This design comes from an exercise in tuning for small area, a short achievable clock period and few clock cycles on the open sky130 flow, not from production work. Function was checked by simulation only, so behaviour that the tests miss may differ from the original.

==> constraint.sdc <==
create_clock -name core_clock -period 11.0 [get_ports {clk}]
set_input_delay 2.2000 -clock core_clock [delete_from_list [all_inputs] [get_ports {clk}]]
set_output_delay 2.2000 -clock core_clock [all_outputs]
set_load 0.01 [all_outputs]
==> run.sh <==
#!/bin/bash
# synth_recipe.tcl (not shown) runs the flow's synth.tcl, then flattens the netlist and writes it again
# the make line also repeats each setting of config.mk as NAME=value (left out here)
make -C /OpenROAD-flow-scripts/flow DESIGN_CONFIG=/design/flow/config.mk WORK_HOME=/design/flow/orfs CLKGATE_MAP_FILE= SYNTH_SCRIPT=/design/flow/synth_recipe.tcl finish
==> design.v <==
`timescale 1ns/1ns
module REGISTER(q, d, clk);
  parameter N = 1;
  output reg [N-1:0] q;
  input [N-1:0]      d;
  input 	     clk;
  always @(posedge clk)
    q <= d;
endmodule  
module REGISTER_CE(q, d, ce, clk);
  parameter N = 1;
  output reg [N-1:0] q;
  input [N-1:0]      d;
  input 	      ce, clk;
  always @(posedge clk)
    if (ce) q <= d;
endmodule  
module REGISTER_R(q, d, rst, clk);
  parameter N = 1;
  parameter INIT = {N{1'b0}};
  output reg [N-1:0] q;
  input [N-1:0]      d;
  input 	      rst, clk;
  always @(posedge clk)
    if (rst) q <= INIT;
    else q <= d;
endmodule  
module REGISTER_R_CE(q, d, rst, ce, clk);
  parameter N = 1;
  parameter INIT = {N{1'b0}};
  output reg [N-1:0] q;
  input [N-1:0]      d;
  input 	      rst, ce, clk;
  always @(posedge clk)
    if (rst) q <= INIT;
    else if (ce) q <= d;
endmodule  
module ALU(
    input [31:0] A,B,
    input [3:0] ALUop,
    output reg [31:0] Out
);
reg [31:0] out_internal;
always @(*) begin
    case (ALUop)
        4'd0: out_internal = A + B;     
        4'd1: out_internal = A - B;    
        4'd2: out_internal = A & B;    
        4'd3: out_internal = A | B;     
        4'd4: out_internal = A ^ B;    
        4'd5: out_internal = ($signed(A) < $signed(B)) ? 32'b1 : 32'b0;    
        4'd6: out_internal = (A < B) ? 32'b1 : 32'b0;
        4'd7: out_internal = A << B[4:0];    
        4'd8: out_internal = $signed(A) >>> B[4:0];    
        4'd9: out_internal = A >> B[4:0];   
        4'd10: out_internal = B;
        4'd11: out_internal = A;
        4'd15: out_internal = 32'b0;
        default: out_internal = 32'd0;     
    endcase
end
assign Out = out_internal;
endmodule
module ALUdec(
  input [6:0]       opcode,
  input [2:0]       funct,
  input             add_rshift_type,
  output reg [3:0]  ALUop
);
always @(*) begin
  ALUop = 4'd15;
  case(opcode)
    7'b0110111: ALUop = 4'd10;
    7'b0010111: ALUop = 4'd0;
    7'b1100011: ALUop = 4'd0;
    7'b0000011: ALUop = 4'd0;
    7'b0100011: ALUop = 4'd0;
    7'b1100111: ALUop = 4'd0;
    7'b1101111: ALUop = 4'd0;
    7'b0110011, 7'b0010011: begin
      case(funct)
        3'b000: begin
          if (add_rshift_type == 1'b0 || opcode == 7'b0010011) begin
            ALUop = 4'd0;
          end else if (add_rshift_type == 1'b1) begin
            ALUop = 4'd1;
          end
        end
        3'b001: ALUop = 4'd7;
        3'b010: ALUop = 4'd5;
        3'b011: ALUop = 4'd6;
        3'b101: begin
          if (add_rshift_type == 1'b1) begin
            ALUop = 4'd8;
          end else if (add_rshift_type == 1'b0) begin
            ALUop = 4'd9;
          end
        end
        3'b100: ALUop = 4'd4;
        3'b110: ALUop = 4'd3;
        3'b111: ALUop = 4'd2;
      endcase
    end
    7'b1110011: case (funct)
      3'b001: ALUop = 4'd11;
      3'b101: ALUop = 4'd10;
      default: ALUop = 4'd15;
    endcase
    default: ALUop = 4'd15;
  endcase
end
endmodule
module branch_comp (
  input unsigned_comparison,
  input [31:0] A,
  input [31:0] B,
  output less_than,
  output equal
);
  assign equal = A == B;
  assign less_than = unsigned_comparison ? A < B : $signed(A) < $signed(B);
endmodule
module BranchControl (
    input [31:0] A, B,
    input [2:0] funct3,
    output condition_true
);
    wire test_less, unsigned_comparison, inv, is_less_than, is_equal;
    assign {test_less, unsigned_comparison, inv} = funct3;
    assign condition_true = inv ^ (test_less ? is_less_than : is_equal);
    branch_comp bc (
        .unsigned_comparison(unsigned_comparison),
        .A(A),
        .B(B),
        .less_than(is_less_than),
        .equal(is_equal)
    );
endmodule
module Decoder (
    input [31:0] instr,
    output [6:0] opcode,
    output [2:0] funct3,
    output [4:0] rd, rs1, rs2,
    output [6:0] funct7,
    output [31:0] imm
);
    wire [31:12] immui;
    wire [20:1] immjal;
    wire [12:1] immbr;
    wire [11:0] immi;
    wire [11:0] imms;
    assign {funct7, rs2, rs1, funct3, rd, opcode} = instr;
    assign immui = instr[31:12];
    assign {immjal[20], immjal[10:1], immjal[11], immjal[19:12]} = instr[31:12];
    assign immi = instr[31:20];
    assign {immbr[12], immbr[10:5]} = instr[31:25];
    assign {immbr[4:1], immbr[11]} = instr[11:7];
    assign imms = {instr[31:25], instr[11:7]};
    assign imm = ((opcode == 7'b0110111) | opcode == 7'b0010111) ? {immui, 12'b0}
        : (opcode == 7'b1101111) ? {{11{immjal[20]}}, immjal, 1'b0}
        : (opcode == 7'b1100011) ? {{19{immbr[12]}}, immbr, 1'b0}
        : (opcode == 7'b0100011) ? {{20{imms[11]}}, imms}
        : (
            (opcode == 7'b1100111) 
            | (opcode == 7'b0000011) 
            | (opcode == 7'b0010011)
        ) ? {{20{immi[11]}}, immi}
        : (opcode == 7'b1110011) ? {{27{1'b0}}, rs1}
        : 32'd0;
endmodule
module DecodeRead (
    input [31:0] instr,
    output [3:0] alu_op,
    output is_jump, is_branch,
    output [2:0] funct3,
    output a_sel_reg, b_sel_reg,
    output reg_we, mem_we, mem_rr,
    output [4:0] rd,
    output [4:0] rs1, rs2,
    output [31:0] imm,
    output bubble, csr_write
);
    wire [6:0] opcode, funct7;
    wire add_rshift_type;
    Decoder decoder(
        instr,
        opcode,
        funct3,
        rd, rs1, rs2,
        funct7,
        imm
    );
    wire s2_bubble, s3_bubble;
    ALUdec alu_dec(opcode, funct3, add_rshift_type, alu_op);
    assign add_rshift_type = funct7[5];
    assign is_jump = (opcode == 7'b1101111) | (opcode == 7'b1100111) | (opcode == 7'b1100011);
    assign is_branch = opcode == 7'b1100011;
    assign a_sel_reg = (opcode == 7'b1101111 || opcode == 7'b0010111 || opcode ==7'b1100011) ? 1'b0 
        : (opcode == 7'b0100011 || opcode == 7'b0000011 || opcode == 7'b0110011 
            || opcode == 7'b0010011 || opcode == 7'b1110011 || opcode == 7'b1100111) ? 1'b1
        : 1'b0;
    assign b_sel_reg = (opcode == 7'b0110011) ? 1'b1 
        : (opcode == 7'b0110111 || opcode == 7'b0010111 || opcode == 7'b1101111 || opcode == 7'b1110011
            || opcode == 7'b1100011 || opcode == 7'b0000011 || opcode == 7'b1100111
            || opcode == 7'b0100011 || opcode == 7'b0010011) ? 1'b0
        : 1'b0;
    assign reg_we = (opcode == 7'b0110111) | (opcode == 7'b0010111) | (opcode == 7'b1101111) | (opcode == 7'b1100111) | (opcode == 7'b0000011) | (opcode == 7'b0010011)
        | (opcode == 7'b0110011);
    assign mem_we = opcode == 7'b0100011;
    assign mem_rr = opcode == 7'b0000011;
    assign csr_write = opcode == 7'b1110011;
endmodule
module Execute (
    input [31:0] pc, reg_A, reg_B, imm, previous, writeback,
    input [3:0] alu_op,
    input is_jump, is_branch,
    input [2:0] funct3,
    input [4:0] rs1, rs2, prev_rd, wb_rd,
    input mem_we,
    input prev_reg_we, wb_reg_we,
    input prev_mem_rr, wb_mem_rr,
    input a_sel_reg, 
    input b_sel_reg, 
    output bubble, do_jump,
    output [31:0] result, store_data, jump_target
);
    wire [31:0] A, B, forwarded_A, forwarded_B;
    wire forward_A_alu, forward_B_alu, forward_A_wb, forward_B_wb;
    wire prev_bubble, wb_bubble;
    wire condition_true;
    assign A = a_sel_reg ? forwarded_A : pc;
    assign B = b_sel_reg ? forwarded_B : imm;
    assign forwarded_A = forward_A_alu ? previous : forward_A_wb ? writeback : reg_A;
    assign forwarded_B = forward_B_alu ? previous : forward_B_wb ? writeback : reg_B;
    assign forward_A_alu = rs1 == prev_rd && prev_rd != 5'd0 && prev_reg_we;
    assign forward_B_alu = rs2 == prev_rd && prev_rd != 5'd0 && prev_reg_we;
    assign forward_A_wb = rs1 == wb_rd && wb_rd != 5'd0 && wb_reg_we;
    assign forward_B_wb = rs2 == wb_rd && wb_rd != 5'd0 && wb_reg_we;
    assign do_jump = is_jump && (!is_branch || condition_true);
    assign jump_target = A + B;
    assign store_data = forwarded_B;
    assign prev_bubble = prev_mem_rr && prev_reg_we && (((a_sel_reg || is_branch) && rs1 != 5'd0 && rs1 == prev_rd) || ((b_sel_reg || mem_we || is_branch) && rs2 != 5'd0 && rs2 == prev_rd));
    assign wb_bubble = wb_mem_rr && wb_reg_we && (((a_sel_reg || is_branch) && rs1 != 5'd0 && rs1 == wb_rd) || ((b_sel_reg || mem_we || is_branch) && rs2 != 5'd0 && rs2 == wb_rd));
    assign bubble = prev_bubble || wb_bubble;
    ALU alu(A, B, alu_op, result);
    BranchControl bc(forwarded_A, forwarded_B, funct3, condition_true);
endmodule
module Store (
    input [31:0] addr, value,
    input [2:0] funct3,
    input we,
    output reg [3:0] bwe,
    output reg [31:0] write_out
);
    always @(*) begin
        case (funct3)
            3'b000: begin
                bwe = {3'b000, we} << addr[1:0];
                write_out = (32'h000000FF & value) << {addr[1:0], 3'b000};
            end
            3'b001: begin
                bwe = {4{we}} & 4'b0011 << {addr[1], 1'b0};
                write_out = (32'h0000FFFF & value) << {addr[1], 4'b0000};
            end
            3'b010: begin
                bwe = {4{we}} & 4'b1111;
                write_out = value;
            end
            default: begin
                bwe = 4'b0000;
                write_out = 32'd0;
            end
        endcase
    end
endmodule
module MemoryAccess (
    input mem_we,
    input [2:0] funct3,
    input [31:0] alu_result,
    output [3:0] bwe,
    output [31:0] dcache_addr, dcache_din,
    input [31:0] data
);
    wire [31:0] address;
    assign address = alu_result;
    assign dcache_addr = {address[31:2], 2'b00};
    Store store_unit(
        .addr(address), .value(data),
        .funct3(funct3),
        .we(mem_we),
        .bwe(bwe),
        .write_out(dcache_din)
    );
endmodule
module ld (
  input [31:0] mem_address,
  input [31:0] mem_output,
  input [2:0] funct3,
  output [31:0] load_out
);
  reg [31:0] out_internal;
  wire [1:0] offset;
  assign offset = mem_address[1:0];
  always @(*) begin
    case (funct3)
      3'b001: begin
        case (offset)
          2'b00: out_internal = { {16{ mem_output[15] }}, mem_output[15:0] };
          2'b01: out_internal = { {16{ mem_output[23] }}, mem_output[23:8] };
          2'b10, 2'b11: out_internal = { {16{ mem_output[31] }}, mem_output[31:16] };
        endcase
      end
      3'b000: begin
        case (offset)
          2'b00: out_internal = { {24{ mem_output[7]  }}, mem_output[7:0] };
          2'b01: out_internal = { {24{ mem_output[15] }}, mem_output[15:8] };
          2'b10: out_internal = { {24{ mem_output[23] }}, mem_output[23:16] };
          2'b11: out_internal = { {24{ mem_output[31] }}, mem_output[31:24] };
        endcase
      end
      3'b101: begin
        case (offset)
          2'b00: out_internal = { 16'b0, mem_output[15:0] };
          2'b01: out_internal = { 16'b0, mem_output[23:8] };
          2'b10, 2'b11: out_internal = { 16'b0, mem_output[31:16] };
        endcase
      end
      3'b100: begin
        case (offset)
          2'b00: out_internal = { 24'b0, mem_output[7:0] };
          2'b01: out_internal = { 24'b0, mem_output[15:8] };
          2'b10: out_internal = { 24'b0, mem_output[23:16] };
          2'b11: out_internal = { 24'b0, mem_output[31:24] };
        endcase
      end
      3'b010: out_internal = mem_output;
      default: out_internal = mem_output;
    endcase
  end
  assign load_out = out_internal;
endmodule
module Writeback (
  input [31:0] pc,
  input [31:0] alu_result,
  input [31:0] dcache_dout,
  input [2:0] funct3,
  input reg_we, mem_rr, do_jump,
  output [31:0] writeback, internal_wb
);
  wire jalr;
  wire [31:0] masked_load;
  ld mask (
    .mem_address(alu_result),
    .mem_output(dcache_dout),
    .funct3(funct3),
    .load_out(masked_load)
  );
  assign jalr = reg_we & do_jump;
  assign writeback = jalr ? pc + 32'd4
    : mem_rr ? masked_load
    : alu_result;
  assign internal_wb = jalr ? pc + 32'd4 : alu_result;
endmodule
module StallHandler (
    input clk, stall, reset,
    input [31:0] in,
    output [31:0] out
);
    reg [31:0] prev_in;
    reg prev_stall, occupied;
    assign out = occupied && prev_stall ? prev_in : in;
    always @(posedge clk) begin
        if (reset) begin
            occupied <= 1'b0;
            prev_stall <= 1'b0;
        end else if (stall && !prev_stall) begin
            prev_in <= in;
            occupied <= 1'b1;
        end
        prev_stall <= stall;
    end
endmodule
module Regfile (
    input clk,
    input stall,
    input we,   
    input [4:0] ra1, ra2, wa,  
    input [4:0] prev_ra1, prev_ra2,
    input [31:0] wd,  
    output [31:0] rd1, rd2  
);
    reg saved_stall, saved_did_write, forward_A, forward_B;
    reg [31:0] A, B, A_stall, B_stall, prev_wd;
    reg [31:0] registers [31:1];
    assign rd1 = saved_did_write && forward_A ? prev_wd : saved_stall ? A_stall : A;
    assign rd2 = saved_did_write && forward_B ? prev_wd : saved_stall ? B_stall : B;
    always @(posedge clk) begin
        A <= ra1 == 5'd0 ? 32'd0 : registers[ra1];
        B <= ra2 == 5'd0 ? 32'd0 :  registers[ra2];
        A_stall <= prev_ra1 == 5'd0 ? 32'd0 : registers[prev_ra1];
        B_stall <= prev_ra2 == 5'd0 ? 32'd0 : registers[prev_ra2];
        forward_A <= (stall ? wa == prev_ra1 : wa == ra1);
        forward_B <= (stall ? wa == prev_ra2 : wa == ra2);
        saved_stall <= stall;
        saved_did_write <= we && wa != 5'd0;
        if (we && wa != 5'd0) begin
            registers[wa] <= wd;
            prev_wd <= wd;
        end
    end
endmodule
module ProgramCounter (
	input clk, reset, stall,
	input pc_select,
	input [31:0] alu_result,
	output [31:0] pc
);
	wire [31:0] next_pc;
	assign next_pc = (pc_select & !reset) ? {alu_result[31:2], 2'b00} : pc + 32'd4;
	REGISTER_R_CE #(
		.N(32),
		.INIT(32'h00002000)
	) pc_register (
		.q(pc),
		.d(next_pc),
		.clk(clk),
		.rst(reset),
		.ce(!stall)
	);
endmodule
module Riscv151(
    input clk,
    input reset,
    output [31:0] dcache_addr,
    output [31:0] icache_addr,
    output [3:0] dcache_we,
    output dcache_re,
    output icache_re,
    output [31:0] dcache_din,
    input [31:0] dcache_dout,
    input [31:0] icache_dout,
    input icache_req_ready, icache_resp_valid,
    input dcache_req_ready, dcache_resp_valid,
    output [31:0] csr
);
  reg prev_reset;
  wire [2:0] funct3_1, funct3_2, funct3_3, funct3_4;
  wire [31:0] next_pc;
  wire [31:0] pc_0;
  wire [31:0] pc_1;
  wire [31:0] pc_2;
  wire [31:0] pc_3;
  wire [31:0] pc_4;
  wire [31:0] instruction_0, instruction_1;
  wire [31:0] mem_out;
  wire do_jump_2, do_jump_3, do_jump_4;
  wire [31:0] jump_target;
  wire reg_we_1, reg_we_2, reg_we_3, reg_we_4;
  wire mem_we_1, mem_we_2, mem_we_3;
  wire mem_rr_1, mem_rr_2, mem_rr_3, mem_rr_4;
  wire [4:0] rd_1, rd_2, rd_3, rd_4;
  wire [4:0] rs1_1, rs1_2;
  wire [4:0] rs2_1, rs2_2, rs2_3;
  wire [31:0] reg_A_2, reg_B_2;
  wire [31:0] imm_1, imm_2;
  wire [31:0] writeback, internal_wb;
  wire [3:0] alu_op_1, alu_op_2;
  wire a_sel_reg_1, a_sel_reg_2;
  wire b_sel_reg_1, b_sel_reg_2;
  wire is_jump_1, is_jump_2;
  wire is_branch_1, is_branch_2;
  wire csr_write_1, csr_write_2, csr_write_3, csr_write_4;
  wire [31:0] alu_result_2, alu_result_3, alu_result_4;
  wire [31:0] store_data_2, store_data_3;
  wire bubble;
  wire pc_stall, icache_stall, dcache_stall;
  reg waiting_for_dcache, waiting_for_icache;
  assign icache_re = !pc_stall && !do_jump_2;
  assign icache_stall = !icache_resp_valid & waiting_for_icache || !icache_req_ready;
  assign dcache_stall = !dcache_req_ready & (mem_rr_3 | mem_we_3) || !dcache_resp_valid & waiting_for_dcache;
  assign pc_stall = bubble || icache_stall || dcache_stall;
  assign icache_addr = next_pc;
  assign dcache_re = mem_rr_3 && !dcache_stall;
  Regfile regfile(
    .clk(clk),
    .stall(pc_stall),
    .we(reg_we_4),
    .ra1(rs1_1), .ra2(rs2_1), .wa(rd_4),
    .prev_ra1(rs1_2), .prev_ra2(rs2_2),
    .wd(writeback),
    .rd1(reg_A_2), .rd2(reg_B_2)
  );
  REGISTER_R_CE#(.N(32)) tohost(
    .clk(clk), .rst(reset),
    .ce(csr_write_4),
    .q(csr),
    .d(internal_wb)
  );
  ProgramCounter pc(
    clk, reset, pc_stall,
    do_jump_2,
    jump_target,
    next_pc
  );
  REGISTER_R_CE#(.N(32), .INIT(32'h13)) instruction_0_1_buffer(
    .clk(clk), .rst(reset || prev_reset || (do_jump_2 | do_jump_3) & !pc_stall),
    .ce(!pc_stall),
    .q(instruction_1),
    .d(instruction_0)
  );
  REGISTER_R_CE#(.N(32)) pc_next_0_buffer(
    .clk(clk), .rst(reset),
    .ce(!pc_stall),
    .q(pc_0),
    .d(next_pc)
  );
  REGISTER_R_CE#(.N(32)) pc_0_1_buffer(
    .clk(clk), .rst(reset),
    .ce(!pc_stall),
    .q(pc_1),
    .d(pc_0)
  );
  REGISTER_R_CE#(.N(32)) pc_1_2_buffer(
    .clk(clk), .rst(reset),
    .ce(!pc_stall),
    .q(pc_2),
    .d(pc_1)
  );
  REGISTER_R_CE#(.N(32)) pc_2_3_buffer(
    .clk(clk), .rst(reset),
    .ce(!dcache_stall),
    .q(pc_3),
    .d(pc_2)
  );
  REGISTER_R_CE#(.N(32)) pc_3_4_buffer(
    .clk(clk), .rst(reset),
    .ce(!dcache_stall),
    .q(pc_4),
    .d(pc_3)
  );
  REGISTER_R_CE#(.N(5)) rs1_buffer_1_2(
    .clk(clk), .rst(reset),
    .ce(!pc_stall),
    .q(rs1_2),
    .d(rs1_1)
  );
  REGISTER_R_CE#(.N(5)) rs2_buffer_1_2(
    .clk(clk), .rst(reset),
    .ce(!pc_stall),
    .q(rs2_2),
    .d(rs2_1)
  );
  REGISTER_R_CE#(.N(5)) rs2_buffer_2_3(
    .clk(clk), .rst(reset),
    .ce(!dcache_stall),
    .q(rs2_3),
    .d(rs2_2)
  );
  REGISTER_R_CE#(.N(32)) result_2_3_buffer(
    .clk(clk), .rst(reset),
    .ce(!dcache_stall),
    .q(alu_result_3),
    .d(alu_result_2)
  );
  REGISTER_R_CE#(.N(32)) result_3_4_buffer(
    .clk(clk), .rst(reset),
    .ce(!dcache_stall),
    .q(alu_result_4),
    .d(alu_result_3)
  );
  REGISTER_R_CE#(.N(32)) store_data_buffer(
    .clk(clk), .rst(reset),
    .ce(!dcache_stall),
    .q(store_data_3),
    .d(store_data_2)
  );
  REGISTER_R_CE#(.N(6)) flags_buffer_1_2(
    .clk(clk), .rst(reset || (do_jump_2 | do_jump_3 | do_jump_4) & !pc_stall),
    .ce(!pc_stall),
    .q({reg_we_2, csr_write_2, mem_we_2, mem_rr_2, is_jump_2, is_branch_2}),
    .d({reg_we_1, csr_write_1, mem_we_1, mem_rr_1, is_jump_1, is_branch_1})
  );
  REGISTER_R_CE#(.N(5)) flags_buffer_2_3(
    .clk(clk), .rst(reset || (pc_stall | do_jump_3) & !dcache_stall),
    .ce(!dcache_stall & !icache_stall),
    .q({reg_we_3, csr_write_3, mem_rr_3, mem_we_3, do_jump_3}),
    .d({reg_we_2, csr_write_2, mem_rr_2, mem_we_2, do_jump_2})
  );
  REGISTER_R_CE#(.N(2)) reg_we_flags_buffer_3_4(
    .clk(clk), .rst(reset || dcache_stall & mem_rr_4 & !waiting_for_dcache || dcache_stall & !mem_rr_4),
    .ce(!dcache_stall),
    .q({reg_we_4, csr_write_4}),
    .d({reg_we_3, csr_write_3})
  );
  REGISTER_R_CE#(.N(2)) meta_flags_buffer_3_4(
    .clk(clk), .rst(reset),
    .ce(!dcache_stall),
    .q({do_jump_4, mem_rr_4}),
    .d({do_jump_3, mem_rr_3})
  );
  REGISTER_R_CE#(.N(3)) funct3_buffer_1_2(
    .clk(clk), .rst(1'b0),
    .ce(!pc_stall),
    .q(funct3_2),
    .d(funct3_1)
  );
  REGISTER_R_CE#(.N(3)) funct3_buffer_2_3(
    .clk(clk), .rst(1'b0),
    .ce(!dcache_stall),
    .q(funct3_3),
    .d(funct3_2)
  );
  REGISTER_R_CE#(.N(3)) funct3_buffer_3_4(
    .clk(clk), .rst(1'b0),
    .ce(!dcache_stall),
    .q(funct3_4),
    .d(funct3_3)
  );
  REGISTER_R_CE#(.N(4)) alu_op_buffer_1_2(
    .clk(clk), .rst(1'b0),
    .ce(!pc_stall),
    .q(alu_op_2),
    .d(alu_op_1)
  );
  REGISTER_R_CE#(.N(2)) select_buffer_1_2(
    .clk(clk), .rst(reset || (do_jump_2 | do_jump_3 | do_jump_4) & !pc_stall),
    .ce(!pc_stall),
    .q({a_sel_reg_2, b_sel_reg_2}),
    .d({a_sel_reg_1, b_sel_reg_1})
  );
  REGISTER_R_CE#(.N(32)) imm_buffer_1_2(
    .clk(clk), .rst(1'b0),
    .ce(!pc_stall),
    .q(imm_2),
    .d(imm_1)
  );
  REGISTER_R_CE#(.N(5)) rd_buffer_1_2(
    .clk(clk), .rst(reset),
    .ce(!pc_stall),
    .q(rd_2),
    .d(rd_1)
  );
  REGISTER_R_CE#(.N(5)) rd_buffer_2_3(
    .clk(clk), .rst(reset),
    .ce(!dcache_stall),
    .q(rd_3),
    .d(rd_2)
  );
  REGISTER_R_CE#(.N(5)) rd_buffer_3_4(
    .clk(clk), .rst(reset),
    .ce(!dcache_stall),
    .q(rd_4),
    .d(rd_3)
  );
  StallHandler sh (
    clk, bubble, reset,
    icache_dout, instruction_0
  );
  assign mem_out = dcache_dout;
  DecodeRead stage1(
      .instr(instruction_1),
      .alu_op(alu_op_1),
      .is_jump(is_jump_1),
      .is_branch(is_branch_1),
      .funct3(funct3_1),
      .a_sel_reg(a_sel_reg_1), .b_sel_reg(b_sel_reg_1),
      .reg_we(reg_we_1), .mem_we(mem_we_1), .mem_rr(mem_rr_1),
      .rd(rd_1), .rs1(rs1_1), .rs2(rs2_1),
      .imm(imm_1),
      .csr_write(csr_write_1)
  );
  Execute stage2(
    .pc(pc_2), .reg_A(reg_A_2), .reg_B(reg_B_2),
    .imm(imm_2), .previous(alu_result_3), .writeback(internal_wb),
    .alu_op(alu_op_2),
    .is_jump(is_jump_2), .is_branch(is_branch_2),
    .funct3(funct3_2),
    .rs1(rs1_2), .rs2(rs2_2), .prev_rd(rd_3), .wb_rd(rd_4),
    .mem_we(mem_we_2),
    .prev_mem_rr(mem_rr_3),
    .wb_mem_rr(mem_rr_4),
    .prev_reg_we(reg_we_3),
    .wb_reg_we(reg_we_4),
    .a_sel_reg(a_sel_reg_2), .b_sel_reg(b_sel_reg_2),
    .bubble(bubble),
    .do_jump(do_jump_2),
    .result(alu_result_2), .store_data(store_data_2),
    .jump_target(jump_target)
  );
  MemoryAccess stage3 (
    .mem_we(mem_we_3),
    .funct3(funct3_3),
    .alu_result(alu_result_3),
    .bwe(dcache_we),
    .dcache_addr(dcache_addr),
    .data(store_data_3), .dcache_din(dcache_din)
  );
  Writeback stage4 (
    .pc(pc_4),
    .alu_result(alu_result_4),
    .funct3(funct3_4),
    .reg_we(reg_we_4), .mem_rr(mem_rr_4), .do_jump(do_jump_4),
    .dcache_dout(mem_out),
    .writeback(writeback), .internal_wb(internal_wb)
  );
  always @(posedge clk) begin
    prev_reset <= reset;
    if (reset) begin
      waiting_for_dcache <= 1'b0;
      waiting_for_icache <= 1'b0;
    end else begin
      if (dcache_re && !dcache_stall) begin
        waiting_for_dcache <= 1'b1;
      end else if (dcache_resp_valid) begin
        waiting_for_dcache <= 1'b0;
      end
      if (icache_re && !icache_stall && !dcache_stall) begin
        waiting_for_icache <= 1'b1;
      end else if (icache_resp_valid) begin
        waiting_for_icache <= 1'b0;
      end
    end
  end
endmodule
==> config.mk <==
export PLATFORM = sky130hd
export DESIGN_NAME = Riscv151
export DESIGN_NICKNAME = Riscv151
export VERILOG_FILES = /design/flow/design.v
export SDC_FILE = /design/flow/constraint.sdc
export NUM_CORES = 4
export LEC_CHECK = 0
export CAP_MARGIN = 20
export CORE_MARGIN = 2
export CORE_UTILIZATION = 40
export SLEW_MARGIN = 20
**Track usage over the die**

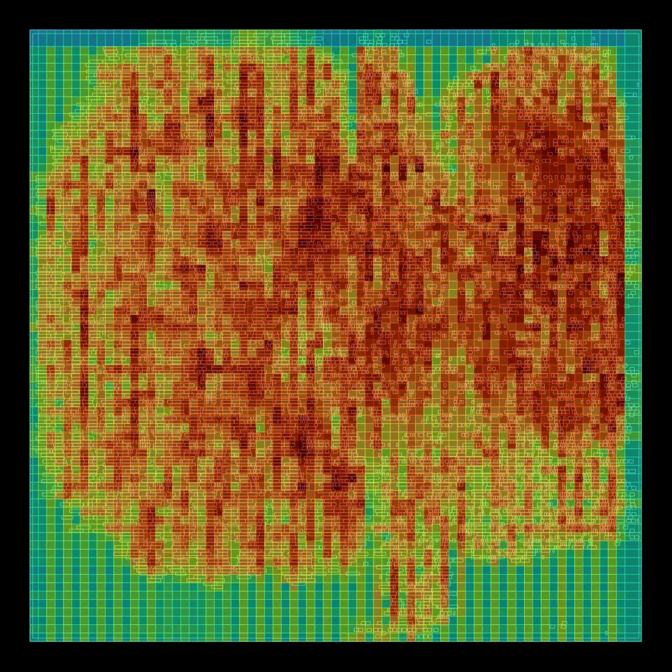
Core Util, Final: 0.4515
average routed wire per standard cell: 39.49 µm

**Cell placement**

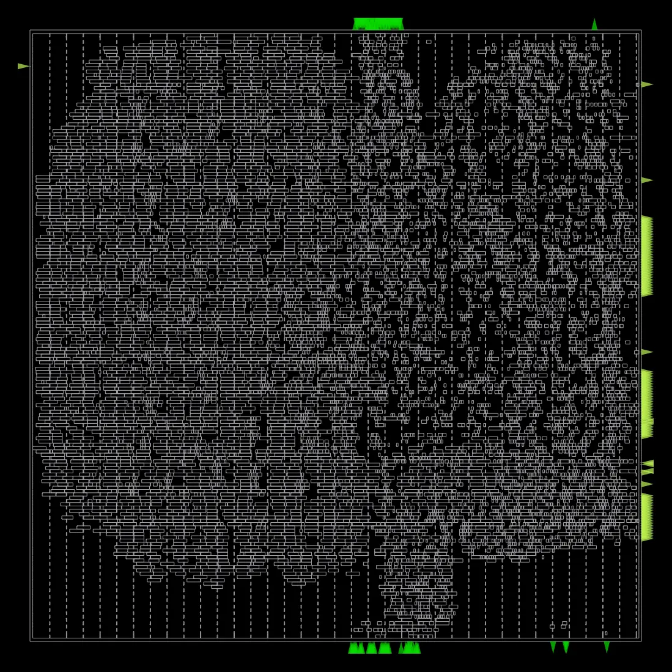
post-route insts no fill: 11.62k
standard-cell row count: 183

==> results.toml <==
[run_status]
outcome = "complete, no violations"

[power_and_ir_drop]
power.largest_group = "registers"
total_power_uw = 15520
cellPowerDensity_mw_per_mm2 = 138.3
power.clock.fraction = 0.410
combPwrFrac = 0.155
net_sw_frac = 0.2941
p_seq_frac = 0.435
net-switching-power_uw = 4563

[sta]
fmax_mhz = 99.99
setup_failing_eps_final = 0
fin_worst_skew_ps = 91.38
hold-worst-slack_ps = 395.5
setup_ws_ps = 999.2
finalWorstPathRequiredPeriod_ps = 10000

[synthesis]
postSynthRegisterBits = 1620
complex_gate_fraction_of_the_synthesized_area = 0.1183
synthesis.instances = 8225
synth-edff-count = 1101
synth.cell_area_mm2 = 0.09979
yosys-mux-area-fraction = 0.2965
synth_simple_gate_area_share = 0.08708
post_synth.cell_area_avg_um2 = 12.13
postSynth.asyncResetShare = 0
synth_flop_cell = "sky130_fd_sc_hd__edfxtp_1"
most_common_cell_in_the_netlist = "sky130_fd_sc_hd__edfxtp_1"
netlist_top_cells_area = "sky130_fd_sc_hd__edfxtp_1 33%, sky130_fd_sc_hd__mux4_2 23%, sky130_fd_sc_hd__dfxtp_1 10%"
synth-seq-area-share = 0.4354
synth_adder_area_share = 0.01695

[drt]
drt-initial-drc-count = 12110
routed_wirelength_um = 458800
met3WireLength_um = 51820

[setup_path]
worstPathBufferInverterCount = 3
worstSetupStartpointType = "register"
cp-end-kind = "primary output"
critical_path_cell_count = 18
regToRegEndpoint = "result_2_3_buffer.q[25]$_SDFFE_PP0N_"
critical-path-max-stage-delay_ps = 890
worst-endpoint-required_ps = 8800
setup.worst_path.class = "register to primary output"
worstPathCellList = "or3_1 -> o31ai_4 -> inv_2 -> nand3_2 -> a22oi_1 -> a21oi_1 -> ha_1 -> and4_1 -> a31oi_1 -> nor2b_1 -> a31o_2 -> o211ai_1 -> o211ai_1 -> or4b_2 -> nand3_2 -> nand2_1 -> inv_1 -> clkdlybuf4s50_1"
crit_slowest_cell = "sky130_fd_sc_hd__nand3_2"
cpLargestDelayFamily = "simple AND/OR/NAND/NOR gates"

[floorplan]
floorplan.die_area_mm2 = 0.2535
die-width_um = 503.5
die_y_um = 503.5
fp.coreArea_mm2 = 0.2484
floorplan.initialDensity = 0.4017

[cells_and_area]
regMostFlops = "regfile.registers"
largest_register_ffs = 992
multi_input_comb_area_mm2 = 0.05327
inverters = 170
n_antenna_cell = 7
largest_cell_class = "multi-input gates"
nonClockBufferCount = 476
layout.clock_buffers = 244
seq_cells = 1620
area.sequential_mm2 = 0.04353
layout.cells.most_common_list = "1101 x sky130_fd_sc_hd__edfxtp_1, 1019 x sky130_fd_sc_hd__mux4_2, 770 x sky130_fd_sc_hd__nand2_1"
multi_input_comb_cells = 5667
commonest_non_fill_non_tap_cell_in_the_layout = "sky130_fd_sc_hd__edfxtp_1"
multi_input_logic_portion_of_the_cell_area = 0.4750

[global_route]
groute.usage.overall = 0.3548
grt.met3_usage = 0.09317
grt_first_pass_wirelength_um = 628200
first_global_vias = 77280

[cts]
cts_buffer_count = 184
cts.hold.buffers_added = 0
max-clock-path-buffers = 3
cts_resized = 0
htree_levels = 4
cts_post_setup_buffers_inserted = 0

[min_path]
whs_path_depth = 2
Testbench counts, summed over its fixed seeds: cycles 45,218.
**I/O nets highlighted**

(1.5 px per µm)
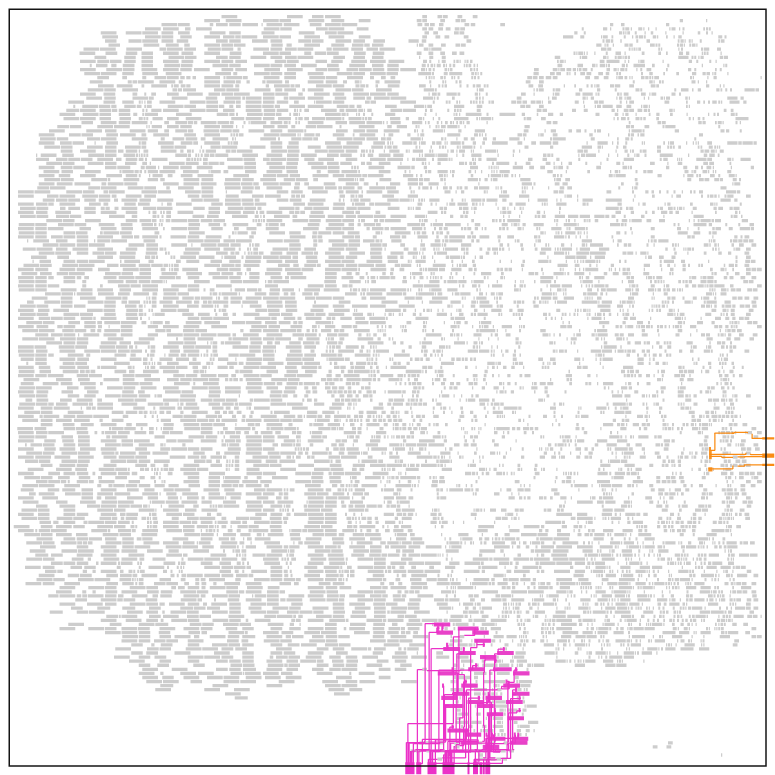
- icache_dout: magenta (direction input; edge south; end cells 64; buffers 32; wire 2480 µm)
- dcache_we: orange (direction output; edge east; end cells 4; buffers 4; wire 155 µm)
IO Count: 204
count of buffers from port buffering: 199

==> separate check: timing with driven ports <==
Ports are ideal in the flow. The routed layout listed here was re-timed in OpenROAD. Step 1 sets driving cells, clkbuf_16 on the clock port and buf_2 on the other inputs (assumed; they add their load-dependent delay and slew). Step 2 also shifts input and output timing later by t, the mid clock arrival at the registers, as if the neighbouring blocks saw the same clock. Slacks: no drivers / after step 1 / after step 2; pairs: no drivers / after step 1.
shift t [ns]: 0.932
setup slack, ns: 0.999 / 0.909 / 1.841
worst setup path after step 2: register to output
worst register clock-pin slew, ns: 0.07 / 0.07
pins driven straight from the clock port: 1
After both steps setup and hold are still met in this run. The setup slack of this run moves by -0.090 ns with the drivers and by +0.842 ns with both steps.
